Context: an optimization exercise on an open-source flow, tuned for small area, a short achievable clock period and few clock cycles. The choices shown serve that exercise and are no tape-out recipe.
Function was checked by simulation only, so behaviour that the tests miss may differ from the original.

## design/flow/design.v

```verilog
module murmur_4bytes
(
  seed,
  chunk,
  hash    
);
  input  [31:0] seed;
  input  [31:0] chunk;
  output [31:0] hash;  
  assign hash = murmurblock(seed, chunk);
  function [31:0] murmurblock;
    input [31:0] seed, chunk;
    reg [31:0] k, key;
    localparam [31:0] c1 = 'hcc9e2d51; 
  	localparam [31:0] c2 = 'h1b873593;
  	localparam [31:0] m = 5;
  	localparam [31:0] n = 'he6546b64;
  	begin
      k = chunk;
      k = k * c1;
  	  k = {k[16:0], k[31:17]};  
  	  k = k * c2;
  	  key = seed;
      key = key ^ k;
      key = {key[18:0], key[31:19]};  
      murmurblock = key * m + n;
    end
  endfunction
endmodule
module rol13
  ( fourb_in,
    fourb_out
  );
  input [31:0] fourb_in;
  output [31:0] fourb_out;
  assign fourb_out[31:0] = {fourb_in[18:0], fourb_in[31:19]};  
endmodule
module rol15
  ( fourb_in,
    fourb_out
  );
  input [31:0] fourb_in;
  output [31:0] fourb_out;
  assign fourb_out[31:0] = {fourb_in[16:0], fourb_in[31:17]};
endmodule
module Hasher(
   seed,
   chunk,
   hash
);
input  [31:0] seed;
input  [127:0] chunk;
output [31:0] hash;
wire [31:0] murmur_outs [4:0];
assign murmur_outs[0] = seed;
assign hash = murmur_outs[4];
genvar i;
generate
    for (i=1; i<=4; i=i+1)
   begin : murmur_blocks_generator
    murmur_4bytes heap_comps (
                              .seed (murmur_outs[i-1]),
                              .chunk(chunk[32*i-1:32*(i-1)]),
                              .hash (murmur_outs[i])
                              );
   end
endgenerate
endmodule
module Comperator (
   clk,
   rstn,
   clr,
   en,
   i_done,
   i_key,
   i_val,
   o_key,
   o_val,
   o_min_val,
   o_ready
);
parameter key_width = 32;
parameter val_width = 16;
input wire						clk;
input wire						rstn;
input wire						clr;
input wire                       en;
input wire						i_done;
input wire     [key_width-1:0]		i_key;
input wire     [val_width-1:0]		i_val;
output reg		[key_width-1:0]		o_key;
output reg		[val_width-1:0]		o_val;
output reg     [val_width-1:0]		o_min_val;
output reg							o_ready;
reg				[key_width-1:0]		min_key;
wire			[key_width-1:0]		new_min_key;
wire			[val_width-1:0]		new_min_val;
wire			[key_width-1:0]		new_o_key;
wire			[val_width-1:0]		new_o_val;
wire                            take_new;
assign take_new    = ({i_key, i_val} < {min_key, o_min_val});
assign new_min_key = take_new ? i_key : min_key;
assign new_o_key   = take_new ? min_key : i_key;
assign new_min_val = take_new ? i_val : o_min_val;
assign new_o_val   = take_new ? o_min_val : i_val;
always @(posedge clk, negedge rstn) begin
   if (!rstn) begin
      min_key   <= ~0;
      o_key     <= ~0;
      o_min_val <= ~0;
      o_val     <= ~0;
      o_ready   <= 0;
   end
   else if (clr) begin
      min_key   <= ~0;
      o_key     <= ~0;
      o_min_val <= ~0;
      o_val     <= ~0;
      o_ready   <= 0;
   end
   else if (en == 1'b1 && !i_done) begin
      o_min_val <= new_min_val;
      o_val     <= new_o_val;
      min_key   <= new_min_key;
      o_key     <= new_o_key;
   end
   else if (i_done) begin
      o_ready <= 1;
   end
end
endmodule
module Sorter(
              clk,
              rstn,
              en,
              i_done,
              i_key,
              i_val,
              o_min_val,
              o_ready
              );
   parameter width = 32;  
   parameter val_width = 16;  
   parameter heap_size = 16;  
   input    wire              clk;
   input    wire              rstn;
   input	wire                 en;
   input    wire              i_done;
   input    wire [width-1:0]  i_key;
   input    wire [val_width-1:0] i_val;
   output   wire                 o_ready;
   output  wire [heap_size-1:0][val_width-1:0] o_min_val;
   wire [width-1:0]                            keys[heap_size:0];
   wire [val_width-1:0]                        vals[heap_size:0];
   wire                                        cell_done[heap_size:0];
   assign keys[0] = i_key;
   assign vals[0] = i_val;
   assign cell_done[0] = i_done;
   assign o_ready = cell_done[heap_size];
   genvar i;
   generate
      for (i=1; i<=heap_size; i=i+1)
        begin : comperators_generator
           Comperator heap_comps (
                                  .clk      (clk),
                                  .rstn     (rstn),
                                  .clr      (o_ready),
                                  .en       (en),
                                  .i_done   (cell_done[i-1]),
                                  .i_key    (keys[i-1]),
                                  .i_val    (vals[i-1]),
                                  .o_key    (keys[i]),
                                  .o_val    (vals[i]),
                                  .o_min_val(o_min_val[i-1]),
                                  .o_ready  (cell_done[i])
                                  );
        end
   endgenerate
endmodule
module KmerBuffer(
                  clk,
                  rstn,
                  i_write_data_ready,
                  i_write_data,
                  i_write_data_done,
                  i_sketch_ready,
                  o_ready_to_rcv_write,
                  o_kmer,
                  o_kmer_index,
                  o_kmer_ready,
                  o_kmer_done
                  );
   parameter  BYTE               = 8;
   parameter  KMER_SIZE          = 16;  
   parameter  INDEX_LENGTH       = 16;  
   input wire                       clk;
   input wire                       rstn;
   input wire                       i_write_data_ready;
   input wire [BYTE-1:0]            i_write_data;
   input wire                       i_write_data_done;
   input wire                       i_sketch_ready;  
   output wire                      o_ready_to_rcv_write;
   output wire [KMER_SIZE-1:0][BYTE-1:0] o_kmer;
   output reg [INDEX_LENGTH-1:0]         o_kmer_index;
   output reg                            o_kmer_ready;
   output reg                            o_kmer_done;
   reg                                   writer_pending;
   reg [KMER_SIZE-1:0][BYTE-1:0]         kmer_buffer;
   reg [INDEX_LENGTH-1:0]                curr_base_addr;
   wire                                  take_data;
   wire                                  take_done;
   assign o_ready_to_rcv_write = ~writer_pending;
   assign take_data = i_write_data_ready && o_ready_to_rcv_write;
   assign take_done = i_write_data_done && o_ready_to_rcv_write;
   assign o_kmer = kmer_buffer;
   always @(posedge clk or negedge rstn) begin
      if (!rstn) begin
         o_kmer_index   <= 0;
         o_kmer_ready   <= 0;
         o_kmer_done    <= 0;
         writer_pending <= 0;
         curr_base_addr <= 0;
      end
      else begin
         o_kmer_done <= take_done;
         if (take_done) begin
            writer_pending <= 1;
            curr_base_addr <= 0;
         end
         if (i_sketch_ready) begin
            writer_pending <= 0;
         end
         if (take_data) begin
            kmer_buffer    <= (kmer_buffer << BYTE) | i_write_data;
            curr_base_addr <= curr_base_addr + 1;
            o_kmer_ready   <= (curr_base_addr >= KMER_SIZE-1);
            o_kmer_index   <= curr_base_addr - (KMER_SIZE-1);
         end
         else begin
            o_kmer_ready <= 0;
         end
      end
   end
endmodule
module minhash_core(
                    clk,
                    rstn,
                    i_base_ready,
                    i_base,
                    i_done,
                    o_ready_to_rcv,
                    o_ready,
                    o_min_val
                    );
   parameter [31:0] seed = 32'h12345678;
   input wire          clk;
   input wire          rstn;
   input wire          i_base_ready;
   input wire [7:0]    i_base;
   input wire          i_done;
   output wire         o_ready_to_rcv;
   output wire         o_ready;
   output wire [255:0] o_min_val;
   wire [127:0]        db_kmer;
   wire [15:0]         db_kmer_index;
   wire                db_kmer_ready;
   wire                db_kmer_done;
   wire [31:0]         hasher_sig;
   KmerBuffer db(
                 .clk                  (clk),
                 .rstn                 (rstn),
                 .i_write_data_ready   (i_base_ready),
                 .i_write_data         (i_base),
                 .i_write_data_done    (i_done),
                 .i_sketch_ready       (o_ready),
                 .o_ready_to_rcv_write (o_ready_to_rcv),
                 .o_kmer               (db_kmer),
                 .o_kmer_index         (db_kmer_index),
                 .o_kmer_ready         (db_kmer_ready),
                 .o_kmer_done          (db_kmer_done)
                 );
   Hasher hasher(
                 .seed (seed),
                 .chunk(db_kmer),
                 .hash (hasher_sig)
                 );
   Sorter sorter(
                 .clk      (clk),
                 .rstn     (rstn),
                 .en       (1'b1),
                 .i_done   (db_kmer_done),
                 .i_key    (db_kmer_ready ? hasher_sig : 32'hffffffff),
                 .i_val    (db_kmer_ready ? db_kmer_index : 16'hffff),
                 .o_ready  (o_ready),
                 .o_min_val(o_min_val)
                 );
endmodule
```

## design/flow/constraint.sdc

```tcl
create_clock -name core_clock -period 28.0 [get_ports {clk}]
set_input_delay 5.6000 -clock core_clock [delete_from_list [all_inputs] [get_ports {clk}]]
set_output_delay 5.6000 -clock core_clock [all_outputs]
set_load 0.01 [all_outputs]
```

## design/flow/config.mk

```make
export PLATFORM = sky130hd
export DESIGN_NAME = minhash_core
export DESIGN_NICKNAME = minhash_core
export VERILOG_FILES = /design/flow/design.v
export SDC_FILE = /design/flow/constraint.sdc
export NUM_CORES = 4
export LEC_CHECK = 0
export CAP_MARGIN = 20
export CORE_MARGIN = 2
export CORE_UTILIZATION = 40
export SLEW_MARGIN = 20
```

## design/flow/run.sh

```bash
#!/bin/bash
# synth_recipe.tcl (not shown) runs the flow's synth.tcl, then flattens the netlist and writes it again
# the make line also repeats each setting of config.mk as NAME=value (left out here)
make -C /OpenROAD-flow-scripts/flow DESIGN_CONFIG=/design/flow/config.mk WORK_HOME=/design/flow/orfs CLKGATE_MAP_FILE= SYNTH_SCRIPT=/design/flow/synth_recipe.tcl finish
```

==> flow_metrics.tcl <==
set metrics [dict create \
    area_delta_synth_final_pct 9.72 \
    grt_max_degree 217 \
    first_pass_iters 6 \
    rows 236 \
    synthTopCellsByCount "inv_1 (3,137), ha_1 (2,495), dfstp_2 (1,488)" \
    vias 117000 \
    largestRegisters "sorter.comperators_generator.heap_comps.min_key x512, sorter.comperators_generator.heap_comps.o_key x480, sorter.comperators_generator.heap_comps.o_min_val x256" \
    post_drt_wl_per_cell_um 20.2 \
    synthDistinctLibCells 88 \
    synth-seq-cells 1667 \
    grt_pass1_wl_mm 715 \
    clkSlewWorstSetupHoldPaths_ns 0.06 \
    cts_tree "built" \
    drive_above_1_share_pct 13.4 \
    cp_top_family "adder cells" \
    cts_inserted_buffers 202 \
    path_buf_inv 17 \
    finalWorstSetupSlack_ns 1.36 \
    filler_cell_count 39600 \
    synthCells 16800 \
    finalMaxSlewViolations 0 \
    die_area_mm2 0.420 \
    holdBufCountCts 0 \
    async_flop_share_pct 92.3 \
    synthesis.nets 20700 \
    io_buffers 269 \
    ys_top_cells_by_area "dfstp_2 (24%), ha_1 (19%), fa_1 (17%)" \
    synthFlopType "dfstp_2" \
    cp.required_ns 28.76 \
    placed_cell_area_mm2 0.175 \
    reg2reg_slack_ns 1.36 \
    gp_congestion 0.911 \
    cp-start-kind "flip-flop" \
    vias_per_cell 5.24 \
    min_from "db.kmer_buffer[28]$_DFFE_PP_" \
    pre_cts_ws_ns -0.145 \
    rr_worst_depth 118 \
    fin_crit_sh_pct 95.1 \
    syn_area_mm2 0.166 \
    top_register "sorter.comperators_generator.heap_comps.min_key" \
    syn_avg_cell_area_um2 9.89 \
    finalSetupViolations 0 \
    hold_path_class "flip-flop to flip-flop" \
    yosysMostFrequentCell "inv_1" \
    status "finished clean" \
    tightest_slew_ns 1.20 \
    drtIter0Drc 7187 \
    final_nets 20700 \
    cts_root_buf "clkbuf_16" \
    final_common_cell "inv_1" \
    crit_top_cell "fa_1" \
    htreeDepth 4 \
    finalCriticalPeriod_ns 26.64 \
    grt_pass1_vias 119000 \
    whs_ns 0.454 \
    finalHoldViolations 0 \
    rr_startpoint "db.kmer_buffer[6]$_DFFE_PP_" \
    insertion_delay_ns 0.97 \
    cp_max_fo 16 \
    seq_area_frac_synth_pct 26.6 \
    drc 0 \
    yosysWarnings 5 \
    end_kind "flip-flop" \
    io_pins 270 \
    layout_common_cells "inv_1 (3,136), ha_1 (2,493), dfstp_2 (1,488)" \
    cp.arrival_ns 27.40 \
    cp_slowest_cell "fa_1" \
    hold-path-endpoint "db.kmer_buffer[36]$_DFFE_PP_" \
    relSlewSlack_pct 20.1 \
    fp.dieW_um 648 \
    whs_path_depth 0 \
    clock_path_buffers 4 \
    cpPeakStageDelay_ns 0.55 \
    dpl.hpwl_mm 357 \
    antenna_found_initial 4 \
    postCtsSetupBuffers 0 \
    synth_edf_count 128 \
    clock-sinks 1667 \
    synth_top_cell_by_area "dfstp_2" \
    grt.total_usage_pct 21.6 \
    drv_cap 0 \
    grt-ovfl-total 0 \
    path_class "flip-flop to flip-flop" \
    wirelength_mm 453 \
    fmax_mhz 37.5 \
    initial_core_util_pct 40.2 \
    yosysTopAreaCellShare_pct 23.5 \
    detail-route-antenna-nets 0 \
    die_h_um 648 \
    finalClockSkew_ns 0.0980 \
    largest_register_ffs 512 \
    cts-resized-gates 3 \
]
Testbench counts, summed over its fixed seeds: cycles 46,330.
[cell type report]
type                            count  area (um2)  area share [%]
Multi-Input combinational cell  11300      108000            59.1
Sequential cell                  1667       44300            24.3
Inverter                         3137       11800            6.46
Tap cell                         5474        6850            3.76
Clock buffer                      304        5980            3.28
Timing Repair Buffer              512        4750            2.61
Clock inverter                     66         955           0.524
Antenna cell                        5        12.5         0.00687
[per-stage QoR]
| stage | util, % | cells | setup TNS, ns |
|---|---|---|---|
| 2_1_floorplan | - | 16800 | 0 |
| 3_3_place_gp | 42.2 | 22000 | 0 |
| 3_5_place_dp | 42.2 | 22000 | -3.66 |
| 4_1_cts | 43.9 | 22400 | 0 |
| 5_1_grt | 44.1 | 22400 | -0.416 |
| 6_report | 44.1 | 22400 | 0 |
[layer usage]
| layer | GRT usage [%] | part of all wire, % |
|---|---|---|
| met5 | 0 | 0 |
| met4 | 7.05 | 3.6 |
| met3 | 1.96 | 3.1 |
| met2 | 36.3 | 48 |
| met1 | 29.2 | 45 |
[cells by family after synthesis]
family                   Yosys count  synth area share (%)
XOR/XNOR                         719                  3.87
flip-flops                      1667                  26.6
adder cells (fa/ha/maj)         3887                  35.6
AND/OR/NAND/NOR                 3324                  9.49
AO/OA/AOI/OAI                   2567                  10.9
multiplexers                     766                  4.65
buffers and inverters           3868                  8.90
[worst register-to-register path: cells and delay by family, from the launching register on]
family,cells,cell delay (ns)
adder cells (fa/ha/maj),29,11.01
AO/OA/AOI/OAI,36,7.35
XOR/XNOR,19,3.30
AND/OR/NAND/NOR,17,2.94
buffers and inverters,17,1.45
flip-flops,1,0.51
[how the worst max path moves through the flow]
| stage | depth (start not counted) | slack [ns] | to | startpoint |
|---|---|---|---|---|
| detailed placement | 115 | -0.15 | flip-flop | db.kmer_buffer[7]$_DFFE_PP_ |
| finish | 118 | 1.36 | flip-flop | db.kmer_buffer[6]$_DFFE_PP_ |
| floorplan | 116 | 1.96 | flip-flop | db.kmer_buffer[7]$_DFFE_PP_ |
| CTS | 117 | 0.03 | flip-flop | db.kmer_buffer[7]$_DFFE_PP_ |
| global placement | 115 | 0.26 | flip-flop | db.kmer_buffer[7]$_DFFE_PP_ |
| global route | 117 | -0.04 | flip-flop | db.kmer_buffer[6]$_DFFE_PP_ |
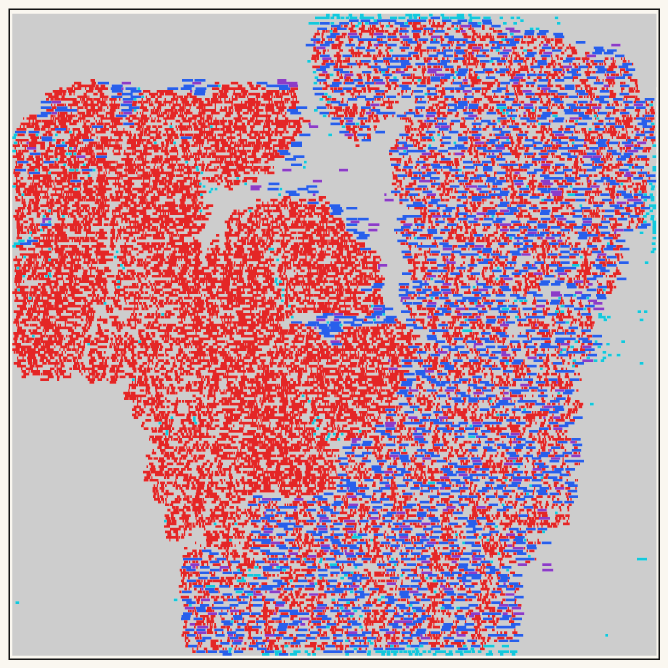
placement_by_type.png
(1 px per um) Fill, decap, tap and diode cells in grey.
clock drivers and dummy loads: marked purple, cells 370, share of their area 4.0%. flops: marked blue, cells 1,667, share of their area 25%. other buffers and delay cells: marked cyan, cells 512, share of their area 2.7%. combinational and other logic: marked red, cells 14,400, share of their area 68%.
CORE AREA: 0.413 mm2
post-route cell area: 0.182 mm2
fraction of area in registers: 24.3%
Core Util, Final: 44.1%

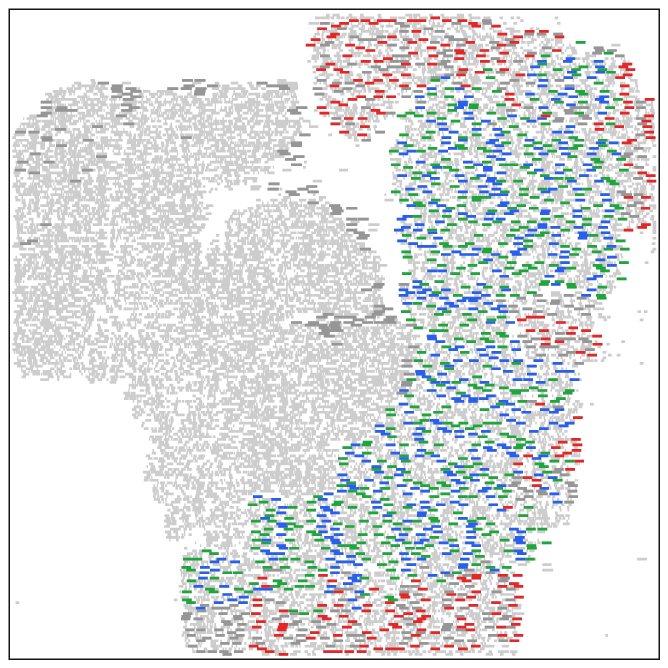
flops_by_reg.png
(1 px per um) Other sequential cells in the stronger grey, the rest of the logic in the fainter grey.
`sorter.comperators_generator.heap_comps.o_key`: marked blue, sequential cells 480. `sorter.comperators_generator.heap_comps.o_min_val`: marked red, sequential cells 256. `sorter.comperators_generator.heap_comps.min_key`: marked green, sequential cells 512.
Another 419 sequential cells are not coloured.
Reg area: 0.0443 mm2

## port drivers added, routing unchanged
Ports are ideal in the flow. The routed layout listed here was re-timed in OpenROAD.
Step 1: set_driving_cell puts a clkbuf_16 on clk and a buf_2 on each other input, an assumption about the parent block.
Step 2 adds t to the input delays and takes it off the output delays; t is the mean of the earliest and latest rising clock arrival at the registers after step 1. Input paths then give back, and output paths get back, about the clock's delay inside the block.
a / b / c = ideal / step 1 / step 2; a / b = the first two.
shift t [ns]: 1.025
setup WS [ns]: 1.361 / 1.361 / 1.361
clock arrival spread, ns: 0.144 / 0.144
worst register clock-pin slew, ns: 0.08 / 0.08
pins driven straight from the clock port: 1
After both steps setup and hold are still met in this run. For this run, drivers alone change the setup slack by 0.000 ns; drivers and shift together by 0.000 ns.
